Context: an optimization exercise on an open-source flow, tuned for small area, a short achievable clock period and few clock cycles. The choices shown serve that exercise and are no tape-out recipe.
Where RTL was checked, it was by simulation tests only, not by an equivalence proof against the original.
Not every run is shown, and edits may drop behaviour that the tests do not exercise.
No functional check of the RTL was part of run 2.
Power is estimated from default activity; no workload was simulated.

File: flow/run.sh
#!/bin/bash
# synth_recipe.tcl (not shown) runs the flow's synth.tcl, then flattens the netlist and writes it again
# the make line also repeats each setting of config.mk as NAME=value (left out here)
make -C /OpenROAD-flow-scripts/flow DESIGN_CONFIG=/design/flow/config.mk WORK_HOME=/design/flow/orfs CLKGATE_MAP_FILE= SYNTH_SCRIPT=/design/flow/synth_recipe.tcl finish
File: flow/config.mk
export PLATFORM = sky130hd
export DESIGN_NAME = riscv_final
export DESIGN_NICKNAME = riscv_final
export VERILOG_FILES = /design/flow/design.v
export SDC_FILE = /design/flow/constraint.sdc
export NUM_CORES = 4
export LEC_CHECK = 0
export CAP_MARGIN = 20
export CORE_MARGIN = 2
export CORE_UTILIZATION = 40
export SLEW_MARGIN = 20
File: flow/constraint.sdc
create_clock -name core_clock -period 10.0 [get_ports {clk}]
set_input_delay 2.0000 -clock core_clock [delete_from_list [all_inputs] [get_ports {clk}]]
set_output_delay 2.0000 -clock core_clock [all_outputs]
set_load 0.01 [all_outputs]
File: flow/design.v
package riscv_core_p;
    localparam RISCV_XLEN = 32;
    localparam RISCV_FLEN = 32;
    localparam RISCV_REG_NUM = 32;
    localparam RISCV_INSTR_LEN = 32;
    localparam RISCV_CSR_LEN = 32;
    localparam RISCV_CSR_NUM = 4096;
    localparam IMMEDIATE_LEN = 12;
    localparam FUNC3_LEN = 3;
    localparam FUNC7_LEN = 7;
    localparam REGAD_LEN = 5;
    localparam OPCODE_LEN = 7;
    localparam ZERO = 0;
    localparam NEXT_INST = 4;
    localparam BIT_0 = 0;
    localparam BIT_1 = 1;
    localparam BIT_2 = 2;
    localparam BIT_3 = 3;
    localparam BIT_4 = 4;
    localparam BIT_5 = 5;
    localparam BIT_6 = 6;
    localparam BIT_7 = 7;
    localparam BIT_8 = 8;
    localparam BIT_9 = 9;
    localparam BIT_10 = 10;
    localparam BIT_11 = 11;
    localparam BIT_12 = 12;
    localparam BIT_13 = 13;
    localparam BIT_14 = 14;
    localparam BIT_15 = 15;
    localparam BIT_16 = 16;
    localparam BIT_17 = 17;
    localparam BIT_18 = 18;
    localparam BIT_19 = 19;
    localparam BIT_20 = 20;
    localparam BIT_30 = 30;
    localparam BIT_31 = 31;
    localparam FUNCT3_ADD=3'b000;
    localparam FUNCT3_SUB=3'b000;
    localparam FUNCT3_SLL=3'b001;
    localparam FUNCT3_SLT=3'b010;
    localparam FUNCT3_SLTU=3'b011;
    localparam FUNCT3_XOR=3'b100;
    localparam FUNCT3_SRL=3'b101;
    localparam FUNCT3_SRA=3'b101;
    localparam FUNCT3_OR=3'b110;
    localparam FUNCT3_AND=3'b111;
    localparam FUNCT3_BEQ=3'b000;
    localparam FUNCT3_BNE=3'b001;
    localparam FUNCT3_BLT=3'b100;
    localparam FUNCT3_BGE=3'b101;
    localparam FUNCT3_BLTU=3'b110;
    localparam FUNCT3_BGEU=3'b111;
    localparam FUNCT3_B=3'b000;
    localparam FUNCT3_H=3'b001;
    localparam FUNCT3_W=3'b010;
    localparam FUNCT3_D=3'b011;
    localparam FUNCT3_BU=3'b100;
    localparam FUNCT3_HU=3'b101;
    localparam NOP_INSTRUCTION = 32'h00000013;  
    typedef enum logic[11:0] {
        CSR_FFLAGS=12'h001,
        CSR_FRM=12'h002,
        CSR_FCSR=12'h003,
        CSR_CYCLE=12'hc00,
        CSR_TIME=12'hc01,
        CSR_INSTRET=12'hc02,
        CSR_CYCLEH=12'hc80,
        CSR_TIMEH=12'hc81,
        CSR_INSTRETH=12'hc82
    } CSRAddress;
    typedef enum logic[3:0] { 
        ALU_AND=4'b0000, 
        ALU_OR=4'b0001, 
        ALU_ADD=4'b0010,
        ALU_SUB=4'b0110, 
        ALU_SLT=4'b0111,
        ALU_SLTU=4'b1000,
        ALU_SLL=4'b1001,
        ALU_SRL=4'b1011,
        ALU_XOR=4'b1100,
        ALU_SRA=4'b1101
    } ALUOp;
    typedef enum logic[6:0] { 
        LUI = 7'b0110111,
        JAL = 7'b1101111,
        JALR = 7'b1100111,
        AUIPC = 7'b0010111,
        IMM = 7'b0010011,
        BRANCH = 7'b1100011,
        OP = 7'b0110011,
        S = 7'b0100011,
        L = 7'b0000011,
        FENCE = 7'b0001111,
        SYSTEM = 7'b1110011
    } OpCode;
    typedef enum logic[6:0] { 
        PRIMARY=7'b0000000
    } Funct7;
    typedef struct packed {
        logic [IMMEDIATE_LEN - 1:0] imm;
        logic [REGAD_LEN - 1:0] rs1;
        logic[FUNC3_LEN - 1:0] funct3;
        logic [REGAD_LEN - 1:0] rd;
        OpCode opcode;
    } ImmInstruction;
    typedef struct packed {
        Funct7 funct7;
        logic [REGAD_LEN - 1:0] rs2;
        logic [REGAD_LEN - 1:0] rs1;
        logic[FUNC3_LEN - 1:0] funct3;
        logic [REGAD_LEN - 1:0] rd;
        OpCode opcode;
    } RegInstruction;
    typedef struct packed {
        logic imm12;
        logic[BIT_10:BIT_5] imm10_5;
        logic[REGAD_LEN - 1:0] rs2;
        logic[REGAD_LEN - 1:0] rs1;
        logic[FUNC3_LEN - 1:0] funct3;
        logic[BIT_4:BIT_1] imm4_1;
        logic imm11;
        OpCode opcode;
    } BranchInstruction;
    typedef struct packed {
        logic[BIT_11:BIT_5] imm11_5;
        logic[REGAD_LEN - 1:0] rs2;
        logic[REGAD_LEN - 1:0] rs1;
        logic[FUNC3_LEN - 1:0] funct3;
        logic[BIT_4:0] imm4_0;
        OpCode opcode;
    } SInstruction;
    typedef struct packed {
        logic[BIT_31:BIT_12] imm31_12;
        logic[REGAD_LEN - 1:0] rd;
        OpCode opcode;
    } UInstruction;
    typedef struct packed {
        logic imm20;
        logic [BIT_10:BIT_1] imm10_1;
        logic imm11;
        logic [BIT_19:BIT_12] imm19_12;
        logic [REGAD_LEN - 1:0] rd;
        OpCode opcode;
    } JInstruction;
    typedef union packed {
        SInstruction store;
        BranchInstruction branch;
        RegInstruction register;
        ImmInstruction imm;
        UInstruction u;
        JInstruction j;
    } Instruction;
endpackage
`timescale 1ns / 100ps
import riscv_core_p::*;
module riscv_final 
#(
    parameter INITIAL_PC = 32'h00400000,
    parameter XLEN = 32
) (
    input wire logic clk,
    input wire logic rst,
    input wire logic[XLEN - 1:0] dReadData,
    input wire logic[RISCV_INSTR_LEN - 1:0] instruction,
    output logic MemRead,
    output logic MemWrite,
    output logic[XLEN - 1:0] PC,
    output logic iMemRead,
    output logic[XLEN - 1:0] dAddress,
    output logic[XLEN - 1:0] dWriteData
);
    logic[XLEN - 1:0] ALUResult, WriteBackData;
    riscv_core_p::Instruction id_instruction;
    riscv_core_p::ALUOp id_ALUCtrl;
    logic[XLEN - 1:0] id_PC, id_immediate, ex_rs1, ex_rs2;
    logic id_ALUSrc, id_MemWrite, id_MemRead, id_Branch, id_RegWrite, id_MemtoReg;
    logic[XLEN - 1:0] id_registerFile[RISCV_REG_NUM-1:0];
    riscv_core_p::Instruction ex_instruction;
    logic[XLEN - 1:0] ex_PC, ex_immediate, ex_aluOp1, ex_aluOp2, ex_aluResult, ex_branchAddress, ex_fpuResult, ex_PC_target, ex_dWriteData;
    logic ex_ALUSrc, ex_MemWrite, ex_MemRead, ex_Branch, ex_RegWrite, ex_MemtoReg, ex_Zero, ex_less_than, ex_less_than_unsigned;
    riscv_core_p::ALUOp ex_ALUCtrl;
    riscv_core_p::Instruction mem_instruction;
    logic[XLEN - 1:0] mem_aluResult, mem_branchAddress, mem_rs2, mem_PC, mem_PC_target, mem_dWriteData;
    logic mem_MemWrite, mem_MemRead, mem_Branch, mem_RegWrite, mem_MemtoReg, mem_Zero, mem_PCSrc, mem_less_than, mem_less_than_unsigned;
    logic[XLEN - 1:0] wb_RegWriteData, wb_aluResult, wb_PC, wb_PC_target;
    logic wb_MemToReg, wb_RegWrite;
    riscv_core_p::Instruction wb_instruction;
    logic load_use_condition, load_use, insert_ex_bubble, wb_branch_taken, insert_mem_bubble, 
          mem_branch_taken, mem_jump, wb_jump;
	logic [1:0] forwardA, forwardB;
    logic[XLEN - 1:0] if_PC;
    logic id_valid;
    assign PC = if_PC;
    assign iMemRead = !load_use;
    always@(posedge clk) begin
        if (rst) begin
            if_PC <= INITIAL_PC;
            id_PC <= 0;
            id_valid <= 0;
        end else begin
            if (iMemRead) begin
                id_valid <= 1;
                if (mem_jump)
                    if_PC <= mem_branchAddress;
                else
                    if_PC <= PC + 4;
                id_PC <= if_PC;
            end
        end
    end
    assign id_instruction = instruction;
    assign insert_ex_bubble = load_use || mem_jump || wb_jump || !id_valid;
    always_comb begin
        case(id_instruction.register.opcode)
            OP, IMM: begin
                case(id_instruction.register.funct3)
                    FUNCT3_ADD: id_ALUCtrl = (id_instruction.register.opcode == IMM) ? ALU_ADD : id_instruction.register.funct7 == PRIMARY ? ALU_ADD : ALU_SUB;
                    FUNCT3_SLT: id_ALUCtrl = ALU_SLT;
                    FUNCT3_XOR: id_ALUCtrl = ALU_XOR;
                    FUNCT3_OR: id_ALUCtrl = ALU_OR;
                    FUNCT3_AND: id_ALUCtrl = ALU_AND;
                    FUNCT3_SLL: id_ALUCtrl = ALU_SLL;
                    FUNCT3_SLTU: id_ALUCtrl = ALU_SLTU;
                    FUNCT3_SRL: id_ALUCtrl = (id_instruction.register.funct7 == PRIMARY) ? ALU_SRL : ALU_SRA;
                    default: id_ALUCtrl = ALU_AND;
                endcase
                id_Branch = 0;
                id_ALUSrc = id_instruction.register.opcode == IMM && id_instruction.register.funct3 != FUNCT3_SRL && id_instruction.register.funct3 != FUNCT3_SLL && id_instruction.register.funct3 != FUNCT3_SRA;
                id_MemtoReg = 0;
                id_RegWrite = 1;
                id_MemRead = 0;
                id_MemWrite = 0;
            end
            BRANCH: begin
                case(id_instruction.branch.funct3)
                    FUNCT3_BEQ: id_ALUCtrl = ALU_SUB;
                    FUNCT3_BNE: id_ALUCtrl = ALU_SUB;
                    FUNCT3_BLT: id_ALUCtrl = ALU_SUB;
                    FUNCT3_BLTU: id_ALUCtrl = ALU_SUB;
                    FUNCT3_BGE: id_ALUCtrl = ALU_SUB;
                    FUNCT3_BGEU: id_ALUCtrl = ALU_SUB;
                    default: id_ALUCtrl = ALU_ADD;
                endcase
                id_Branch = 1;
                id_ALUSrc = 0;
                id_MemtoReg = 0;
                id_RegWrite = 0;
                id_MemRead = 0;
                id_MemWrite = 0;
            end
            L: begin
                id_ALUCtrl = ALU_ADD;
                id_Branch = 0;
                id_ALUSrc = 1;
                id_MemtoReg = 1;
                id_RegWrite = 1;
                id_MemRead = 1;
                id_MemWrite = 0;
            end
            S: begin
                id_ALUCtrl = ALU_ADD;
                id_Branch = 0;
                id_ALUSrc = 1;
                id_MemtoReg = 0;
                id_RegWrite = 0;
                id_MemRead = 0;
                id_MemWrite = 1;
            end
            LUI: begin
                id_ALUCtrl = ALU_ADD;
                id_Branch = 0;
                id_ALUSrc = 1;
                id_MemtoReg = 0;
                id_RegWrite = 1;
                id_MemRead = 0;
                id_MemWrite = 0;
            end
            JAL: begin
                id_ALUCtrl = ALU_ADD;
                id_Branch = 0;
                id_ALUSrc = 1;
                id_MemtoReg = 0;
                id_RegWrite = 1;
                id_MemRead = 0;
                id_MemWrite = 0;
            end
            JALR: begin
                id_ALUCtrl = ALU_ADD;
                id_Branch = 0;
                id_ALUSrc = 1;
                id_MemtoReg = 0;
                id_RegWrite = 1;
                id_MemRead = 0;
                id_MemWrite = 0;
            end
            default: begin
                id_ALUCtrl = ALU_ADD;
                id_ALUSrc = 0;
                id_Branch = 0;
                id_MemtoReg = 0;
                id_RegWrite = 0;
                id_MemRead = 0;
                id_MemWrite = 0;
            end     
        endcase
    end
    always_ff@(posedge clk) begin
        if (rst) begin
            for (int i = 0; i < 32; i=i+1)
                id_registerFile[i] <= 0;
            ex_rs1 <= 0;
            ex_rs2 <= 0;
        end else begin
            ex_rs1 <= id_registerFile[id_instruction.register.opcode == LUI ? 5'b0 : id_instruction.register.rs1];
            ex_rs2 <= id_registerFile[id_instruction.register.rs2];
            if (wb_RegWrite && wb_instruction.register.rd != ZERO) begin
                id_registerFile[wb_instruction.register.rd] <= WriteBackData;
                if (id_instruction.register.rs1 == wb_instruction.register.rd)
                    ex_rs1 <= WriteBackData;
                if (id_instruction.register.rs2 == wb_instruction.register.rd)
                    ex_rs2 <= WriteBackData;
            end
        end
    end
    always_comb begin
        case(id_instruction.imm.opcode)
            riscv_core_p::BRANCH: id_immediate = {
                {XLEN - riscv_core_p::REGAD_LEN {id_instruction.branch.imm12}}, 
                id_instruction.branch.imm12,
                id_instruction.branch.imm11,
                id_instruction.branch.imm10_5,
                id_instruction.branch.imm4_1,
                1'b0
            };
            riscv_core_p::S: id_immediate = {
                {XLEN - riscv_core_p::REGAD_LEN {id_instruction.store.imm11_5[BIT_11]}}, 
                id_instruction.store.imm11_5, 
                id_instruction.store.imm4_0
            };
            riscv_core_p::LUI: id_immediate = {
                id_instruction.u.imm31_12,
                {12 {1'b0}}
            };
            riscv_core_p::JAL: id_immediate = {
                {XLEN - riscv_core_p::REGAD_LEN {id_instruction.j.imm20}},
                id_instruction.j.imm20,
                id_instruction.j.imm19_12,
                id_instruction.j.imm11,
                id_instruction.j.imm10_1,
                1'b0
            };
            riscv_core_p::JALR: id_immediate = {
                {XLEN - riscv_core_p::REGAD_LEN {id_instruction.imm.imm[BIT_11]}}, 
                id_instruction.imm.imm
            };
            default: id_immediate = {
                {XLEN - riscv_core_p::REGAD_LEN {id_instruction.imm.imm[BIT_11]}}, 
                id_instruction.imm.imm
            };
        endcase
    end
    assign ex_Zero = ex_aluResult == ZERO;
    assign ex_less_than = ($signed(ex_aluOp1) < $signed(ex_aluOp2));
    assign ex_less_than_unsigned = ex_aluOp1 < ex_aluOp2;
    assign ALUResult = ex_aluResult;
    assign ex_branchAddress = (ex_instruction.imm.opcode == riscv_core_p::JAL) ? ex_PC + ex_immediate : (ex_instruction.imm.opcode == riscv_core_p::JALR) ? ((ex_aluOp1 + ex_immediate) & ~32'd1) : ex_immediate + ex_PC;
    assign load_use_condition =	(ex_instruction.imm.opcode == riscv_core_p::L) &&   
						((ex_instruction.register.rd == id_instruction.register.rs1) ||  
						 (ex_instruction.register.rd == id_instruction.register.rs2));   
	assign load_use = load_use_condition && !mem_jump;
    assign ex_PC_target = (ex_instruction.imm.opcode == riscv_core_p::JAL || ex_instruction.imm.opcode == riscv_core_p::JALR) ? ex_PC + NEXT_INST : 0;
    always@(posedge clk) begin
        if(rst) begin
            ex_ALUCtrl <= ALU_AND;
            ex_ALUSrc <= 0;
            ex_MemWrite <= 0;
            ex_MemRead <= 0;
            ex_Branch <= 0;
            ex_RegWrite <= 0;
            ex_MemtoReg <= 0;
            ex_immediate <= 0;
        end else begin
            ex_ALUCtrl <= id_ALUCtrl;
            ex_ALUSrc <= id_ALUSrc;
            ex_MemWrite <= id_MemWrite;
            ex_MemRead <= id_MemRead;
            ex_Branch <= id_Branch;
            ex_RegWrite <= id_RegWrite;
            ex_MemtoReg <= id_MemtoReg;
            ex_immediate <= id_immediate;
        end
    end
    always@(posedge clk) begin
		if (rst) begin
			ex_instruction <= NOP_INSTRUCTION;
			ex_PC <= 0;
		end
		else if (insert_ex_bubble) begin
			ex_instruction <= NOP_INSTRUCTION;
			ex_PC <= 0;
		end
		else begin
			ex_instruction <= id_instruction;
			ex_PC <= id_PC;
		end
	end
    always_comb begin
        forwardA = 0;
        if (ex_instruction.imm.opcode == riscv_core_p::LUI)
            ex_aluOp1 = ZERO;
        else if (mem_RegWrite && mem_instruction.imm.rd != 0 && mem_instruction.imm.rd == ex_instruction.register.rs1) begin
            ex_aluOp1 = mem_aluResult;
            forwardA = 1;
        end else if (wb_RegWrite && wb_instruction.imm.rd != 0 && wb_instruction.imm.rd == ex_instruction.register.rs1) begin
            ex_aluOp1 = wb_RegWriteData;
            forwardA = 2;
        end else
            ex_aluOp1 = ex_rs1;
        forwardB = 0;
        if (ex_instruction.imm.opcode == riscv_core_p::IMM || ex_instruction.imm.opcode == riscv_core_p::L || ex_instruction.imm.opcode == riscv_core_p::LUI)
            ex_aluOp2 = ex_immediate;
        else if (mem_RegWrite && mem_instruction.imm.rd != 0 && mem_instruction.imm.rd == ex_instruction.register.rs2) begin
            ex_aluOp2 = mem_aluResult;
            forwardB = 1;
        end else if (wb_RegWrite && wb_instruction.imm.rd != 0 && wb_instruction.imm.rd == ex_instruction.register.rs2) begin
            ex_aluOp2 = wb_RegWriteData;
            forwardB = 2;
        end else
            ex_aluOp2 = ex_rs2;
        ex_dWriteData = ex_aluOp2;
        if (ex_instruction.imm.opcode == riscv_core_p::S) begin
			ex_dWriteData = ex_aluOp2;	 
			ex_aluOp2 = ex_immediate;    
		end
        case(ex_ALUCtrl)
            ALU_ADD: ex_aluResult = ex_aluOp1 + ex_aluOp2;
            ALU_SUB: ex_aluResult = ex_aluOp1 - ex_aluOp2;
            ALU_OR: ex_aluResult = ex_aluOp1 | ex_aluOp2;
            ALU_XOR: ex_aluResult = ex_aluOp1 ^ ex_aluOp2;
            ALU_AND: ex_aluResult = ex_aluOp1 & ex_aluOp2;
            ALU_SLT: ex_aluResult = $signed(ex_aluOp1) < $signed(ex_aluOp2);
            ALU_SLTU: ex_aluResult = ex_aluOp1 < ex_aluOp2;
            ALU_SLL: ex_aluResult = ex_aluOp1 << ex_aluOp2[4:0];
            ALU_SRL: ex_aluResult = ex_aluOp1 >> ex_aluOp2[4:0];
            ALU_SRA: ex_aluResult = $signed(ex_aluOp1) >>> ex_aluOp2[4:0];
            default: ex_aluResult = ZERO;
        endcase
    end
    always_comb begin
        if (mem_Branch)
            case(mem_instruction.branch.funct3)
                FUNCT3_BEQ: mem_PCSrc = mem_Zero;
                FUNCT3_BNE: mem_PCSrc = ~mem_Zero;
                FUNCT3_BLT: mem_PCSrc = mem_aluResult[0];
                FUNCT3_BLTU: mem_PCSrc = mem_aluResult[0];
                FUNCT3_BGE: mem_PCSrc = ~mem_aluResult[0] & mem_Zero;
                FUNCT3_BGEU: mem_PCSrc = ~mem_aluResult[0] & mem_Zero;
                default: mem_PCSrc = 0;
            endcase
        else 
            mem_PCSrc = 0;
    end
    assign dAddress = mem_aluResult;
    assign dWriteData = mem_dWriteData;
    assign MemWrite = mem_MemWrite;
    assign MemRead = (mem_instruction.imm.opcode == riscv_core_p::L);
    always_comb
	begin
		mem_branch_taken = 0;   
		if (mem_instruction.imm.opcode == riscv_core_p::BRANCH)
			case (mem_instruction.branch.funct3)
				riscv_core_p::FUNCT3_BEQ: mem_branch_taken = (mem_aluResult == 0);
				riscv_core_p::FUNCT3_BNE: mem_branch_taken = (mem_aluResult != 0);
				riscv_core_p::FUNCT3_BGE: mem_branch_taken = !mem_less_than;
				riscv_core_p::FUNCT3_BLT: mem_branch_taken = mem_less_than;
				riscv_core_p::FUNCT3_BGEU: mem_branch_taken = !mem_less_than_unsigned;
				riscv_core_p::FUNCT3_BLTU: mem_branch_taken = mem_less_than_unsigned;
			endcase
	end
    assign mem_MemWrite = (mem_instruction.imm.opcode == riscv_core_p::S);
    assign mem_jump = (mem_branch_taken || mem_instruction.imm.opcode == riscv_core_p::JAL || mem_instruction.imm.opcode == riscv_core_p::JALR);
    assign insert_mem_bubble = mem_jump;
    always@(posedge clk) begin
        if(rst) begin
            mem_MemRead <= 0;
            mem_Branch <= 0;
            mem_RegWrite <= 0;
            mem_MemtoReg <= 0;
            mem_instruction <= NOP_INSTRUCTION;
            mem_branchAddress <= 0;
            mem_Zero <= 0;
            mem_less_than <= 0;
            mem_less_than_unsigned <= 0;
            mem_aluResult <= 0;
            mem_rs2 <= 0;
            mem_dWriteData <= 0;
            mem_PC <= 0;
        end else if (insert_mem_bubble) begin
            mem_MemRead <= 0;
            mem_Branch <= 0;
            mem_RegWrite <= 0;
            mem_MemtoReg <= 0;
            mem_aluResult <= 0;
            mem_instruction <= NOP_INSTRUCTION;
            mem_branchAddress <= 0;
            mem_rs2 <= 0;
            mem_dWriteData <= 0;
            mem_Zero <= 0;
            mem_less_than <= 0;
            mem_less_than_unsigned <= 0;
            mem_PC <= 0;
            mem_PC_target <= 0;
        end else begin
            mem_MemRead <= ex_MemRead;
            mem_Branch <= ex_Branch;
            mem_RegWrite <= ex_RegWrite;
            mem_MemtoReg <= ex_MemtoReg;
            mem_instruction <= ex_instruction;
            mem_branchAddress <= ex_branchAddress;
            mem_instruction <= ex_instruction;
            mem_aluResult <= ex_aluResult;
            mem_dWriteData <= ex_dWriteData;
            mem_Zero <= ex_Zero;
            mem_less_than <= ex_less_than;
            mem_less_than_unsigned <= ex_less_than_unsigned;
            mem_rs2 <= ex_rs2;
            mem_PC <= ex_PC;
            mem_PC_target <= ex_PC_target;
        end
    end
    assign wb_RegWriteData = (wb_instruction.imm.opcode == riscv_core_p::L) ? dReadData : wb_aluResult;
    assign WriteBackData = (wb_instruction.imm.opcode == riscv_core_p::JAL || wb_instruction.imm.opcode == riscv_core_p::JALR) ? wb_PC_target : wb_RegWriteData;
    always_ff@(posedge clk)
        if (rst) begin
            wb_instruction <= 0;
            wb_MemToReg <= 0;
            wb_aluResult <= 0;
            wb_RegWrite <= 0;
            wb_branch_taken <= 0;
            wb_jump <= 0;
            wb_PC <= 0;
            wb_PC_target <= 0;
        end
        else begin
            wb_instruction <= mem_instruction;
            wb_MemToReg <= mem_MemtoReg;
            wb_aluResult <= mem_aluResult;
            wb_RegWrite <= mem_RegWrite;
            wb_branch_taken <= mem_branch_taken;
            wb_jump <= mem_jump;
            wb_PC <= mem_PC;
            wb_PC_target <= mem_PC_target;
        end
endmodule
==> metrics.yaml, run 1 <==
outcome: "complete, no violations"
met1_length_um: 127300
whs_endpoint: "mem_RegWrite$_SDFF_PP0_"
p_leak_nw: 32.27
first_pass_iters: 9
synthXorXnorAreaFrac: 0.01916
grt_pass1_wl_um: 479500
setup_viol: 0
worst-path-max-fanout: 34
finalWorstSetupSlack_ps: 2428
period_share: 0.7572
synth_area_leader_cell: "edfxtp_1"
crit_family: "simple AND/OR/NAND/NOR gates"
yosys_most_used_dff: "edfxtp_1"
synthAdderAreaFrac: 0.02605
drt_iter0_markers: 8646
synthArstFlopShare: 0
ioPinCount: 165
routedWlPerCell_um: 33.96
worstSetupPathType: "reg -> out"
synth_common_cells: "nor2_1 (1419), edfxtp_1 (1056), clkbuf_1 (543), a21oi_1 (464), mux4_2 (450)"
power.density_nw_per_um2: 172.8
ir_drop_mv: 0.1956
synth.distinct_cells: 101
yosys.cell_count.top_type: "nor2_1"
drc: 0
synth_edf_count: 1056
max-slew-margin-rel: 0.1882
place_inst: 9821
rsz0062_at_grt: "no"
cts.reportedPaths.clkPinSlew_ps: 60
crit_path_cell_trace: "nor4_1 -> nand4_1 -> o31ai_1 -> mux2i_1 -> a21oi_1 -> nor2_1 -> nor3_2 -> nor2_2 -> buf_4 -> clkinv_1 -> buf_4 -> clkdlybuf4s50_1"
cts_buffer_depth: 3
min_period_ps: 7572
area_growth_pct: 13.02
finalHoldViolations: 0
final_common_cell: "nor2_1"
r2r-end: "mem_aluResult[0]$_SDFF_PP0_"
synth-compound-area-share: 0.1197
design_area_um2: 91940
crit_cells: 12
slowest_delay_ps: 780
fmax_ghz: 0.1321
place_area_um2: 86420
grt_pass1_vias: 62950
rr_worst_depth: 20
r2r_setup_slack_ps: 2710
cts_tree: "done"
synth_top_area_frac: 0.3898
final_cell_mix: "nor2_1 (1417), edfxtp_1 (1056), a21oi_1 (458), mux4_2 (450), a211oi_1 (445)"
vias_per_cell: 6.369
vias: 64720
place_worst_setup_slack_ps: 1949
initial_core_util: 0.4025
tns_ps: 0
finalWirelength_um: 345100
final_core_util: 0.4549
cp.required_ps: 8000
die_w_um: 455.0
worst_path_max_delay_cell: "nor4_1"
hp-start: "ex_RegWrite$_SDFF_PP0_"
antenna_left: 0
synth_top_family_by_area: "multiplexers"
dp_hpwl_um: 227600
hp-class: "reg -> reg"
io_buffers: 164
whs_path_depth: 1
r2r_start: "wb_instruction[2]$_SDFF_PP0_"
grt_antenna_before_repair: 18
endpoint: "iMemRead"
worstSetupStartpoint: "mem_aluResult[18]$_SDFF_PP0_"
worst_slew_pin_slew_ps: 1205
post_synth_and_or_nand_nor_area_fraction: 0.1333
critPathBufInv: 4
power_mw: 15.89
syn_area_um2: 81350
yosys_warnings: 1
cts_root_buf: "clkbuf_16"
cp-start-kind: "register"
clock_latency_ps: 850
ctsHoldBuffers: 0
fin_skew_ps: 61.81
design.die.area_um2: 207000
muxShareOfSynthArea: 0.1734
post_synth_main_area_contributors: "edfxtp_1 (39%), mux4_2 (12%), dfxtp_1 (10%)"
wl_met2_um: 156500
cts_made_buffers: 165
grt_max_degree: 103
htreeDepth: 4
drive_gt1_frac: 0.1595
timing.hold.ws_ps: 427.5
synth_cells: 7357
postCtsSetupBuffers: 0
gp_congestion: 1.023
cts-resized-gates: 0
stdcell_count: 10160
maxCapViolations: 0
die_height_um: 455.0
crit_top_cell: "buf_4"
synth-seq-cells: 1471
num_rows: 165
nNetsFinal: 7550
critPathCaptureType: "primary output"
grt_usage: 0.3277
grt-ovfl-total: 0
synth_area_per_cell_um2: 11.06
synth.yosys.seq_area_share: 0.4919
core_um2: 202100
highest_layer: "met5"
crit_arrival_ps: 5570
drv_slew: 0
met3_wirelength_um: 35180
Testbench counts for the RTL of run 1, summed over its fixed seeds: cycles 27,595.
-- run 1: power breakdown --
part / total [mW] / internal, mW / switching, mW
Combinational: 2.81 / 0.962 / 1.84
Sequential: 6.96 / 6.76 / 0.194
Clock: 6.12 / 3.43 / 2.69
-- run 1: registers in the layout, summed over array words and instances, names as in the netlist --
signal,count
if_PC,32
wb_jump,1
mem_aluResult,32
ex_rs2,32
ex_PC,32
wb_aluResult,32
ex_rs1,32
ex_immediate,32
wb_PC_target,32
mem_instruction,15
mem_dWriteData,32
mem_less_than,1
wb_RegWrite,1
mem_less_than_unsigned,1
ex_instruction,25
mem_branchAddress,32
mem_PC_target,32
id_registerFile,1024
ex_RegWrite,1
mem_RegWrite,1
ex_ALUCtrl,4
wb_instruction,12
id_valid,1
id_PC,32
-- run 1: layer usage --
metal,track usage,up-vias
met4,0.2153,2
met1,0.4107,32490
met2,0.5114,4184
met5,0,-
met3,0.07131,936
li1,-,27110
-- run 1: layout make-up --
type | instances | area, um2
tap | 2672 | 3343
timing repair buffer | 401 | 3597
antenna | 31 | 77.57
sequential | 1471 | 40020
multi-input combinational | 5151 | 39020
fill | 18660 | 110200
clock inverter | 91 | 907.1
clock buffer | 218 | 4493
inverter | 127 | 483.0
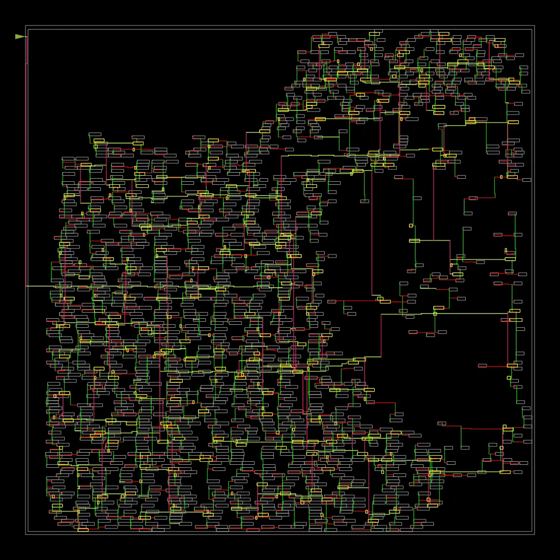
(run_1/clocks.png)
sequential cell count: 1471
clk sinks: 1471
Layout clock buffers: 218

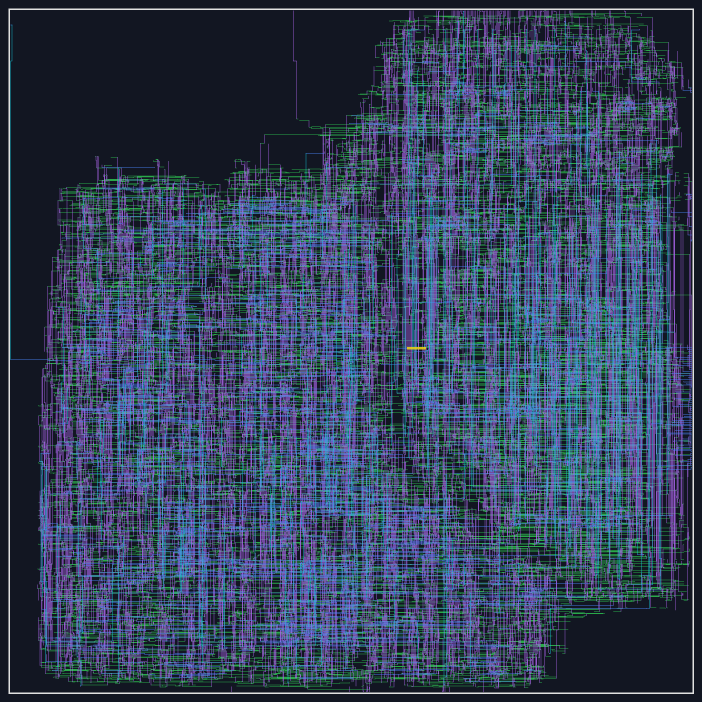
(run_1/wires.png)
(1.5 px per um)
[metal 1] green | wire length: 127 mm
[metal 2] purple | wire length: 156 mm
[metal 5] yellow | wire length: 11.0 um
[metal 3] blue | wire length: 35.2 mm
[metal 4] cyan | wire length: 26.2 mm

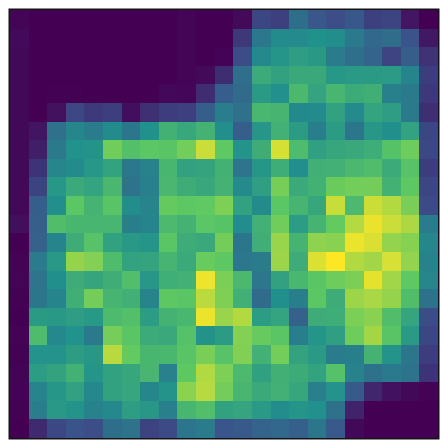
(run_1/metal_density.png)
The die is cut into 23 by 23 equal tiles; dark purple is low, yellow is high, scaled to the fullest tile. Values are wire area over tile area, all layers added.
nearly empty tiles: 14%
emptiest ninth of the die: north-west
tiles over half the peak: 53%

## Run 2: files that changed since run 1, shown whole
==> flow/design.v <==
package riscv_core_p;
    localparam RISCV_XLEN = 32;
    localparam RISCV_FLEN = 32;
    localparam RISCV_REG_NUM = 32;
    localparam RISCV_INSTR_LEN = 32;
    localparam RISCV_CSR_LEN = 32;
    localparam RISCV_CSR_NUM = 4096;
    localparam IMMEDIATE_LEN = 12;
    localparam FUNC3_LEN = 3;
    localparam FUNC7_LEN = 7;
    localparam REGAD_LEN = 5;
    localparam OPCODE_LEN = 7;
    localparam ZERO = 0;
    localparam NEXT_INST = 4;
    localparam BIT_0 = 0;
    localparam BIT_1 = 1;
    localparam BIT_2 = 2;
    localparam BIT_3 = 3;
    localparam BIT_4 = 4;
    localparam BIT_5 = 5;
    localparam BIT_6 = 6;
    localparam BIT_7 = 7;
    localparam BIT_8 = 8;
    localparam BIT_9 = 9;
    localparam BIT_10 = 10;
    localparam BIT_11 = 11;
    localparam BIT_12 = 12;
    localparam BIT_13 = 13;
    localparam BIT_14 = 14;
    localparam BIT_15 = 15;
    localparam BIT_16 = 16;
    localparam BIT_17 = 17;
    localparam BIT_18 = 18;
    localparam BIT_19 = 19;
    localparam BIT_20 = 20;
    localparam BIT_30 = 30;
    localparam BIT_31 = 31;
    localparam FUNCT3_ADD=3'b000;
    localparam FUNCT3_SUB=3'b000;
    localparam FUNCT3_SLL=3'b001;
    localparam FUNCT3_SLT=3'b010;
    localparam FUNCT3_SLTU=3'b011;
    localparam FUNCT3_XOR=3'b100;
    localparam FUNCT3_SRL=3'b101;
    localparam FUNCT3_SRA=3'b101;
    localparam FUNCT3_OR=3'b110;
    localparam FUNCT3_AND=3'b111;
    localparam FUNCT3_BEQ=3'b000;
    localparam FUNCT3_BNE=3'b001;
    localparam FUNCT3_BLT=3'b100;
    localparam FUNCT3_BGE=3'b101;
    localparam FUNCT3_BLTU=3'b110;
    localparam FUNCT3_BGEU=3'b111;
    localparam FUNCT3_B=3'b000;
    localparam FUNCT3_H=3'b001;
    localparam FUNCT3_W=3'b010;
    localparam FUNCT3_D=3'b011;
    localparam FUNCT3_BU=3'b100;
    localparam FUNCT3_HU=3'b101;
    localparam NOP_INSTRUCTION = 32'h00000013;  
    typedef enum logic[11:0] {
        CSR_FFLAGS=12'h001,
        CSR_FRM=12'h002,
        CSR_FCSR=12'h003,
        CSR_CYCLE=12'hc00,
        CSR_TIME=12'hc01,
        CSR_INSTRET=12'hc02,
        CSR_CYCLEH=12'hc80,
        CSR_TIMEH=12'hc81,
        CSR_INSTRETH=12'hc82
    } CSRAddress;
    typedef enum logic[3:0] { 
        ALU_AND=4'b0000, 
        ALU_OR=4'b0001, 
        ALU_ADD=4'b0010,
        ALU_SUB=4'b0110, 
        ALU_SLT=4'b0111,
        ALU_SLTU=4'b1000,
        ALU_SLL=4'b1001,
        ALU_SRL=4'b1011,
        ALU_XOR=4'b1100,
        ALU_SRA=4'b1101
    } ALUOp;
    typedef enum logic[6:0] { 
        LUI = 7'b0110111,
        JAL = 7'b1101111,
        JALR = 7'b1100111,
        AUIPC = 7'b0010111,
        IMM = 7'b0010011,
        BRANCH = 7'b1100011,
        OP = 7'b0110011,
        S = 7'b0100011,
        L = 7'b0000011,
        FENCE = 7'b0001111,
        SYSTEM = 7'b1110011
    } OpCode;
    typedef enum logic[6:0] { 
        PRIMARY=7'b0000000
    } Funct7;
    typedef struct packed {
        logic [IMMEDIATE_LEN - 1:0] imm;
        logic [REGAD_LEN - 1:0] rs1;
        logic[FUNC3_LEN - 1:0] funct3;
        logic [REGAD_LEN - 1:0] rd;
        OpCode opcode;
    } ImmInstruction;
    typedef struct packed {
        Funct7 funct7;
        logic [REGAD_LEN - 1:0] rs2;
        logic [REGAD_LEN - 1:0] rs1;
        logic[FUNC3_LEN - 1:0] funct3;
        logic [REGAD_LEN - 1:0] rd;
        OpCode opcode;
    } RegInstruction;
    typedef struct packed {
        logic imm12;
        logic[BIT_10:BIT_5] imm10_5;
        logic[REGAD_LEN - 1:0] rs2;
        logic[REGAD_LEN - 1:0] rs1;
        logic[FUNC3_LEN - 1:0] funct3;
        logic[BIT_4:BIT_1] imm4_1;
        logic imm11;
        OpCode opcode;
    } BranchInstruction;
    typedef struct packed {
        logic[BIT_11:BIT_5] imm11_5;
        logic[REGAD_LEN - 1:0] rs2;
        logic[REGAD_LEN - 1:0] rs1;
        logic[FUNC3_LEN - 1:0] funct3;
        logic[BIT_4:0] imm4_0;
        OpCode opcode;
    } SInstruction;
    typedef struct packed {
        logic[BIT_31:BIT_12] imm31_12;
        logic[REGAD_LEN - 1:0] rd;
        OpCode opcode;
    } UInstruction;
    typedef struct packed {
        logic imm20;
        logic [BIT_10:BIT_1] imm10_1;
        logic imm11;
        logic [BIT_19:BIT_12] imm19_12;
        logic [REGAD_LEN - 1:0] rd;
        OpCode opcode;
    } JInstruction;
    typedef union packed {
        SInstruction store;
        BranchInstruction branch;
        RegInstruction register;
        ImmInstruction imm;
        UInstruction u;
        JInstruction j;
    } Instruction;
endpackage
`timescale 1ns / 100ps
module riscv_final
#(
    parameter INITIAL_PC = 32'h00400000,
    parameter XLEN = 32
) (
    input wire logic clk,
    input wire logic rst,
    input wire logic[XLEN - 1:0] dReadData,
    input wire logic[31:0] instruction,
    output logic MemRead,
    output logic MemWrite,
    output logic[XLEN - 1:0] PC,
    output logic iMemRead,
    output logic[XLEN - 1:0] dAddress,
    output logic[XLEN - 1:0] dWriteData
);
    localparam [6:0] OPC_LUI    = 7'b0110111;
    localparam [6:0] OPC_JAL    = 7'b1101111;
    localparam [6:0] OPC_JALR   = 7'b1100111;
    localparam [6:0] OPC_BRANCH = 7'b1100011;
    localparam [6:0] OPC_LOAD   = 7'b0000011;
    localparam [6:0] OPC_STORE  = 7'b0100011;
    localparam [6:0] OPC_IMM    = 7'b0010011;
    localparam [6:0] OPC_OP     = 7'b0110011;
    logic [31:0] pc_f;           
    logic [31:0] pc_i;           
    logic        valid_i;
    logic [31:0] ir_d, pc_d;
    logic        valid_d;
    logic        valid_e;
    logic [31:0] a_e, b_e, tgt_e, sd_e;
    logic [4:0]  rd_e;
    logic        wr_e, load_e, store_e, branch_e, jalr_e, sub_e, sra_e;
    logic [2:0]  f3_e;
    logic [8:0]  sel_e;          
    logic        valid_m;
    logic [31:0] res_m, sd_m;
    logic [4:0]  rd_m;
    logic        wr_m, load_m, store_m;
    logic [31:0] res_w;
    logic [4:0]  rd_w;
    logic        wr_w, load_w;
    logic [31:0] rf [1:31];
    logic        stall_d, redirect_e, redirect_d;
    logic [31:0] target_e, target_d;
    assign PC = pc_f;
    assign iMemRead = !stall_d;
    always_ff @(posedge clk) begin
        if (rst) begin
            pc_f <= INITIAL_PC;
            valid_i <= 1'b0;
        end else if (redirect_e) begin
            pc_f <= target_e;
            valid_i <= 1'b0;
        end else if (redirect_d) begin
            pc_f <= target_d;
            valid_i <= 1'b0;
        end else if (!stall_d) begin
            pc_f <= pc_f + 32'd4;
            valid_i <= 1'b1;
        end
    end
    always_ff @(posedge clk)
        if (!stall_d)
            pc_i <= pc_f;
    always_ff @(posedge clk) begin
        if (rst)
            valid_d <= 1'b0;
        else if (redirect_e || redirect_d)
            valid_d <= 1'b0;
        else if (!stall_d)
            valid_d <= valid_i;
    end
    always_ff @(posedge clk)
        if (!stall_d) begin
            ir_d <= instruction;
            pc_d <= pc_i;
        end
    wire [6:0] opc = ir_d[6:0];
    wire [4:0] rd  = ir_d[11:7];
    wire [2:0] f3  = ir_d[14:12];
    wire [4:0] rs1 = ir_d[19:15];
    wire [4:0] rs2 = ir_d[24:20];
    wire d_lui    = opc == OPC_LUI;
    wire d_jal    = opc == OPC_JAL;
    wire d_jalr   = opc == OPC_JALR;
    wire d_branch = opc == OPC_BRANCH;
    wire d_load   = opc == OPC_LOAD;
    wire d_store  = opc == OPC_STORE;
    wire d_imm    = opc == OPC_IMM;
    wire d_op     = opc == OPC_OP;
    wire use_rs1 = d_op | d_imm | d_load | d_store | d_branch | d_jalr;
    wire use_rs2 = d_op | d_store | d_branch;
    wire d_wr    = (d_op | d_imm | d_load | d_lui | d_jal | d_jalr) && rd != 5'd0;
    wire [31:0] imm_i = {{20{ir_d[31]}}, ir_d[31:20]};
    wire [31:0] imm_s = {{20{ir_d[31]}}, ir_d[31:25], ir_d[11:7]};
    wire [31:0] imm_b = {{19{ir_d[31]}}, ir_d[31], ir_d[7], ir_d[30:25], ir_d[11:8], 1'b0};
    wire [31:0] imm_u = {ir_d[31:12], 12'b0};
    wire [31:0] imm_j = {{11{ir_d[31]}}, ir_d[31], ir_d[19:12], ir_d[20], ir_d[30:21], 1'b0};
    wire [31:0] res_e;
    wire [31:0] wdata_w = load_w ? dReadData : res_w;
    wire [31:0] rf1 = (rs1 == 5'd0) ? 32'd0 : rf[rs1];
    wire [31:0] rf2 = (rs2 == 5'd0) ? 32'd0 : rf[rs2];
    wire fe1 = valid_e && wr_e && rd_e == rs1;
    wire fm1 = valid_m && wr_m && rd_m == rs1;
    wire fw1 = wr_w && rd_w == rs1;
    wire fe2 = valid_e && wr_e && rd_e == rs2;
    wire fm2 = valid_m && wr_m && rd_m == rs2;
    wire fw2 = wr_w && rd_w == rs2;
    wire [31:0] rs1v = fe1 ? res_e : fm1 ? res_m : fw1 ? wdata_w : rf1;
    wire [31:0] rs2v = fe2 ? res_e : fm2 ? res_m : fw2 ? wdata_w : rf2;
    assign stall_d = valid_d && (
        (use_rs1 && rs1 != 5'd0 && ((valid_e && load_e && rd_e == rs1) || (valid_m && load_m && rd_m == rs1))) ||
        (use_rs2 && rs2 != 5'd0 && ((valid_e && load_e && rd_e == rs2) || (valid_m && load_m && rd_m == rs2))));
    wire [31:0] pc_off = pc_d + (d_jal ? imm_j : imm_b);
    wire [31:0] link_d = pc_d + 32'd4;
    assign target_d = pc_off;
    assign redirect_d = valid_d && d_jal && !redirect_e;
    wire [31:0] a_d = d_lui ? 32'd0 : rs1v;
    wire [31:0] b_d = d_lui ? imm_u : d_store ? imm_s : (d_imm | d_load | d_jalr) ? imm_i : rs2v;
    wire alu_f = d_op | d_imm;
    wire [8:0] sel_d;
    assign sel_d[0] = !alu_f ? !(d_jal | d_jalr) : f3 == 3'b000;    
    assign sel_d[1] = alu_f && f3 == 3'b001;                        
    assign sel_d[2] = alu_f && f3 == 3'b010;                        
    assign sel_d[3] = alu_f && f3 == 3'b011;                        
    assign sel_d[4] = alu_f && f3 == 3'b100;                        
    assign sel_d[5] = alu_f && f3 == 3'b101;                        
    assign sel_d[6] = alu_f && f3 == 3'b110;                        
    assign sel_d[7] = alu_f && f3 == 3'b111;                        
    assign sel_d[8] = d_jal | d_jalr;                               
    always_ff @(posedge clk) begin
        if (rst)
            valid_e <= 1'b0;
        else
            valid_e <= valid_d && !stall_d && !redirect_e;
    end
    always_ff @(posedge clk) begin
        a_e <= a_d;
        b_e <= b_d;
        sd_e <= rs2v;
        tgt_e <= (d_jal | d_jalr) ? link_d : pc_off;
        rd_e <= rd;
        wr_e <= d_wr;
        load_e <= d_load;
        store_e <= d_store;
        branch_e <= d_branch;
        jalr_e <= d_jalr;
        f3_e <= f3;
        sub_e <= (d_op && f3 == 3'b000 && ir_d[30]) || (alu_f && (f3 == 3'b010 || f3 == 3'b011)) || d_branch;
        sra_e <= ir_d[30];
        sel_e <= sel_d;
    end
    wire [32:0] sum_e = {1'b0, a_e} + {1'b0, sub_e ? ~b_e : b_e} + {32'd0, sub_e};
    wire ltu_e = !sum_e[32];
    wire lt_e  = (a_e[31] ^ b_e[31]) ? a_e[31] : sum_e[31];
    wire eq_e  = a_e == b_e;
    logic [31:0] sh_in, sh_out, sll_out;
    always_comb
        for (int i = 0; i < 32; i++) sh_in[i] = sel_e[1] ? a_e[31 - i] : a_e[i];
    wire sh_fill = sra_e && !sel_e[1] && a_e[31];
    assign sh_out = $signed({sh_fill, sh_in}) >>> b_e[4:0];
    always_comb
        for (int i = 0; i < 32; i++) sll_out[i] = sh_out[31 - i];
    assign res_e = ({32{sel_e[0]}} & sum_e[31:0])
                 | ({32{sel_e[1]}} & sll_out)
                 | ({32{sel_e[2]}} & {31'd0, lt_e})
                 | ({32{sel_e[3]}} & {31'd0, ltu_e})
                 | ({32{sel_e[4]}} & (a_e ^ b_e))
                 | ({32{sel_e[5]}} & sh_out)
                 | ({32{sel_e[6]}} & (a_e | b_e))
                 | ({32{sel_e[7]}} & (a_e & b_e))
                 | ({32{sel_e[8]}} & tgt_e);
    logic taken_e;
    always_comb
        case (f3_e)
            3'b000: taken_e = eq_e;
            3'b001: taken_e = !eq_e;
            3'b100: taken_e = lt_e;
            3'b101: taken_e = !lt_e;
            3'b110: taken_e = ltu_e;
            3'b111: taken_e = !ltu_e;
            default: taken_e = 1'b0;
        endcase
    assign redirect_e = valid_e && ((branch_e && taken_e) || jalr_e);
    assign target_e = jalr_e ? {sum_e[31:1], 1'b0} : tgt_e;
    always_ff @(posedge clk) begin
        if (rst)
            valid_m <= 1'b0;
        else
            valid_m <= valid_e;
    end
    always_ff @(posedge clk) begin
        res_m <= res_e;
        sd_m <= sd_e;
        rd_m <= rd_e;
        wr_m <= wr_e;
        load_m <= load_e;
        store_m <= store_e;
    end
    assign dAddress = res_m;
    assign dWriteData = sd_m;
    assign MemWrite = valid_m && store_m;
    assign MemRead = valid_m && load_m;
    always_ff @(posedge clk) begin
        if (rst)
            wr_w <= 1'b0;
        else
            wr_w <= valid_m && wr_m;
    end
    always_ff @(posedge clk) begin
        res_w <= res_m;
        rd_w <= rd_m;
        load_w <= load_m;
    end
    always_ff @(posedge clk)
        if (wr_w)
            rf[rd_w] <= wdata_w;
endmodule
==> metrics.yaml, run 2 <==
top_register: "rf"
outcome: "complete, no violations"
met1_usage: 0.3539
grt_usage: 0.2695
pwr-share-seq: 0.463
period_share: 0.6102
design_area_um2: 78760
synthAdderAreaFrac: 0.02365
place_area_um2: 73670
hp-class: "reg -> reg"
grt_use_met2: 0.4244
stdcell_count: 7217
post_synth_and_or_nand_nor_area_fraction: 0.05639
synth_edf_count: 1088
pg_clk_mw: 5.77
num_rows: 152
synthArstFlopShare: 0
swShare: 0.2973
cts_buffer_depth: 3
whs_endpoint: "sd_m[26]$_DFF_P_"
p_comb_frac: 0.182
first_pass_iters: 5
powerSeq_mw: 7.50
finalWorstSetupSlack_ps: 3898
r2r_start: "ir_d[4]$_DFFE_PN_"
vias_per_cell: 6.299
finalWirelength_um: 239600
synth_top_area_frac: 0.4708
cp-start-kind: "register"
vias: 45460
buffers: 262
synth-seq-cells: 1397
r2r_setup_slack_ps: 3900
switchingPower_mw: 4.822
muxShareOfSynthArea: 0.2322
multi_input_area_share: 0.3670
routedWlPerCell_um: 33.21
worst-path-max-fanout: 43
cts_tree: "done"
ioPinCount: 165
grt_antenna_before_repair: 10
area_growth_pct: 13.49
postCtsSetupBuffers: 0
synth-compound-area-share: 0.08170
multiInputGateArea_um2: 28910
drt_iter0_markers: 5881
p_leak_nw: 26.97
maxCapViolations: 0
hp-start: "sd_e[26]$_DFF_P_"
seq_area_frac: 0.4939
endpoint: "pc_f[31]$_SDFFE_PP0P_"
worstSetupPathType: "reg -> reg"
yosys_warnings: 1
power.group.top: "sequential cells"
dominant_cells: "sequential cells"
synth_common_cells: "edfxtp_1 (1088), mux4_2 (608), nor2_1 (327), dfxtp_1 (309), clkbuf_1 (243)"
min_period_ps: 6102
synth_top_family_by_area: "multiplexers"
clkbuf_count: 188
rr_worst_depth: 18
ff_latch_area_um2: 38900
r2r-end: "pc_f[31]$_SDFFE_PP0P_"
antenna_left: 0
synth.yosys.seq_area_share: 0.5599
clkCellAreaFrac: 0.06442
gp_congestion: 0.9707
final_common_cell: "edfxtp_1"
worstSetupStartpoint: "ir_d[4]$_DFFE_PN_"
post_synth_main_area_contributors: "edfxtp_1 (47%), mux4_2 (20%), dfxtp_1 (8.9%)"
worst_path_max_delay_cell: "or2_2"
grt_pass1_vias: 44850
nNetsFinal: 4978
tns_ps: 0
powerComb_mw: 2.95
crit_family: "compound AO/OA/AOI/OAI gates"
use_met3: 0.05104
ctsHoldBuffers: 0
tapCellCount: 2310
crit_cells: 18
fillCellCount: 15090
initial_core_util: 0.4037
syn_area_um2: 69400
worst_slew_pin_slew_ps: 1161
layout.nonclk_buf_frac: 0.03107
p_int_mw: 11.40
drc: 0
cts_made_buffers: 152
critPathBufInv: 2
place_worst_setup_slack_ps: 4008
power_mw: 16.22
synth_area_per_cell_um2: 14.74
synth_area_leader_cell: "edfxtp_1"
-- run 2: cell types whose count changed after synthesis, moves of 68 or more --
| cell | change |
|---|---|
| a211oi_1 | -366 |
| a21oi_1 | -224 |
| and2_1 | -227 |
| clkbuf_1 | -300 |
| dfxtp_1 | -106 |
| mux2i_1 | -110 |
| mux4_2 | +158 |
| nand2_1 | -145 |
| nor2_1 | -1092 |
| nor2b_1 | -113 |
| xnor2_1 | -68 |
-- run 2: through the flow --
step | hold WS [ps] | util
2_1_floorplan | 309.6 | -
3_3_place_gp | 312.5 | 0.4285
3_5_place_dp | 312.1 | 0.4285
4_1_cts | 325.8 | 0.4580
5_1_grt | 325.8 | 0.4581
6_report | 326.5 | 0.4581
-- run 2: routing by layer --
layer | share of wire | vias to the layer above | wire length [um]
met5 | 0.00013 | - | 31
met4 | 0.060 | 4 | 14390
met3 | 0.085 | 515 | 20280
met2 | 0.47 | 2367 | 112000
met1 | 0.39 | 23600 | 92970
li1 | - | 18970 | -
-- run 2: worst reg2reg max path: cells and delay by family, from the launching register on --
kind            cells  cell delay (ps)
simple gates        4             1640
mux                 1              350
xor+xnor            1              120
compound gates      8             2180
flops               1              490
fa+ha+maj           2              670
buf+inv             2              530
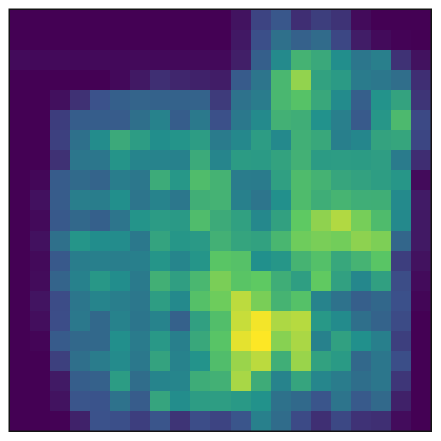
(run_2/metal_density.png)
(1 px per um) The die is cut into 21 by 21 equal tiles; dark purple is low, yellow is high, scaled to the fullest tile. Values are wire area over tile area, all layers added.
emptiest ninth of the die: north-west
fullest tile: 0.63
tiles over half the peak: 32%
nearly empty tiles: 15%
mean over tiles: 0.23

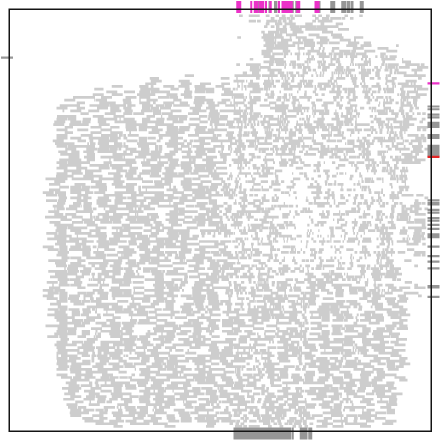
(run_2/io_placement.png)
(1 px per um) Pins as bars across the die edge, other pins in gray.
[rst] red | pins: 1 | direction: input | edge: east
[instruction] magenta | pins: 32 | direction: input | edge: 31 north, 1 east
all pins by edge: 69 south, 55 north, 40 east, 1 west

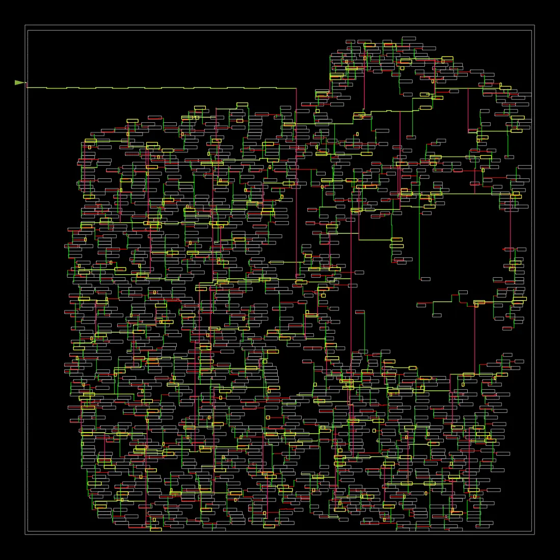
(run_2/clocks.png)
Clk Latency, worst-skew pair: 800 ps
clk sinks: 1397
sequential cell count: 1397
Max Clock Skew: 46.76 ps

[what the ideal ports hide]
No port has a modelled driver above. Below, the same layouts with a new extraction and two added sets of constraints. Step 1 assumes that a clkbuf_16 drives the clock port and a buf_2 every other input. Step 2 times the ports against the registers' clock, not the clock port: input delays grow and output delays shrink by t, the midpoint of the rising clock arrivals with the driver on. Three values: no drivers, after step 1, after step 2; two values: the first two.
run	t (ns)	setup slack, ns	worst register clock-pin slew, ns
run 1	0.910	2.428 / 2.341 / 1.736	0.07 / 0.07
run 2	0.867	3.898 / 3.846 / 3.898	0.07 / 0.07
After both steps every run listed still meets setup and hold. The setup slack of run 1, which loses most, moves by -0.087 ns with the drivers and by -0.692 ns with both steps.
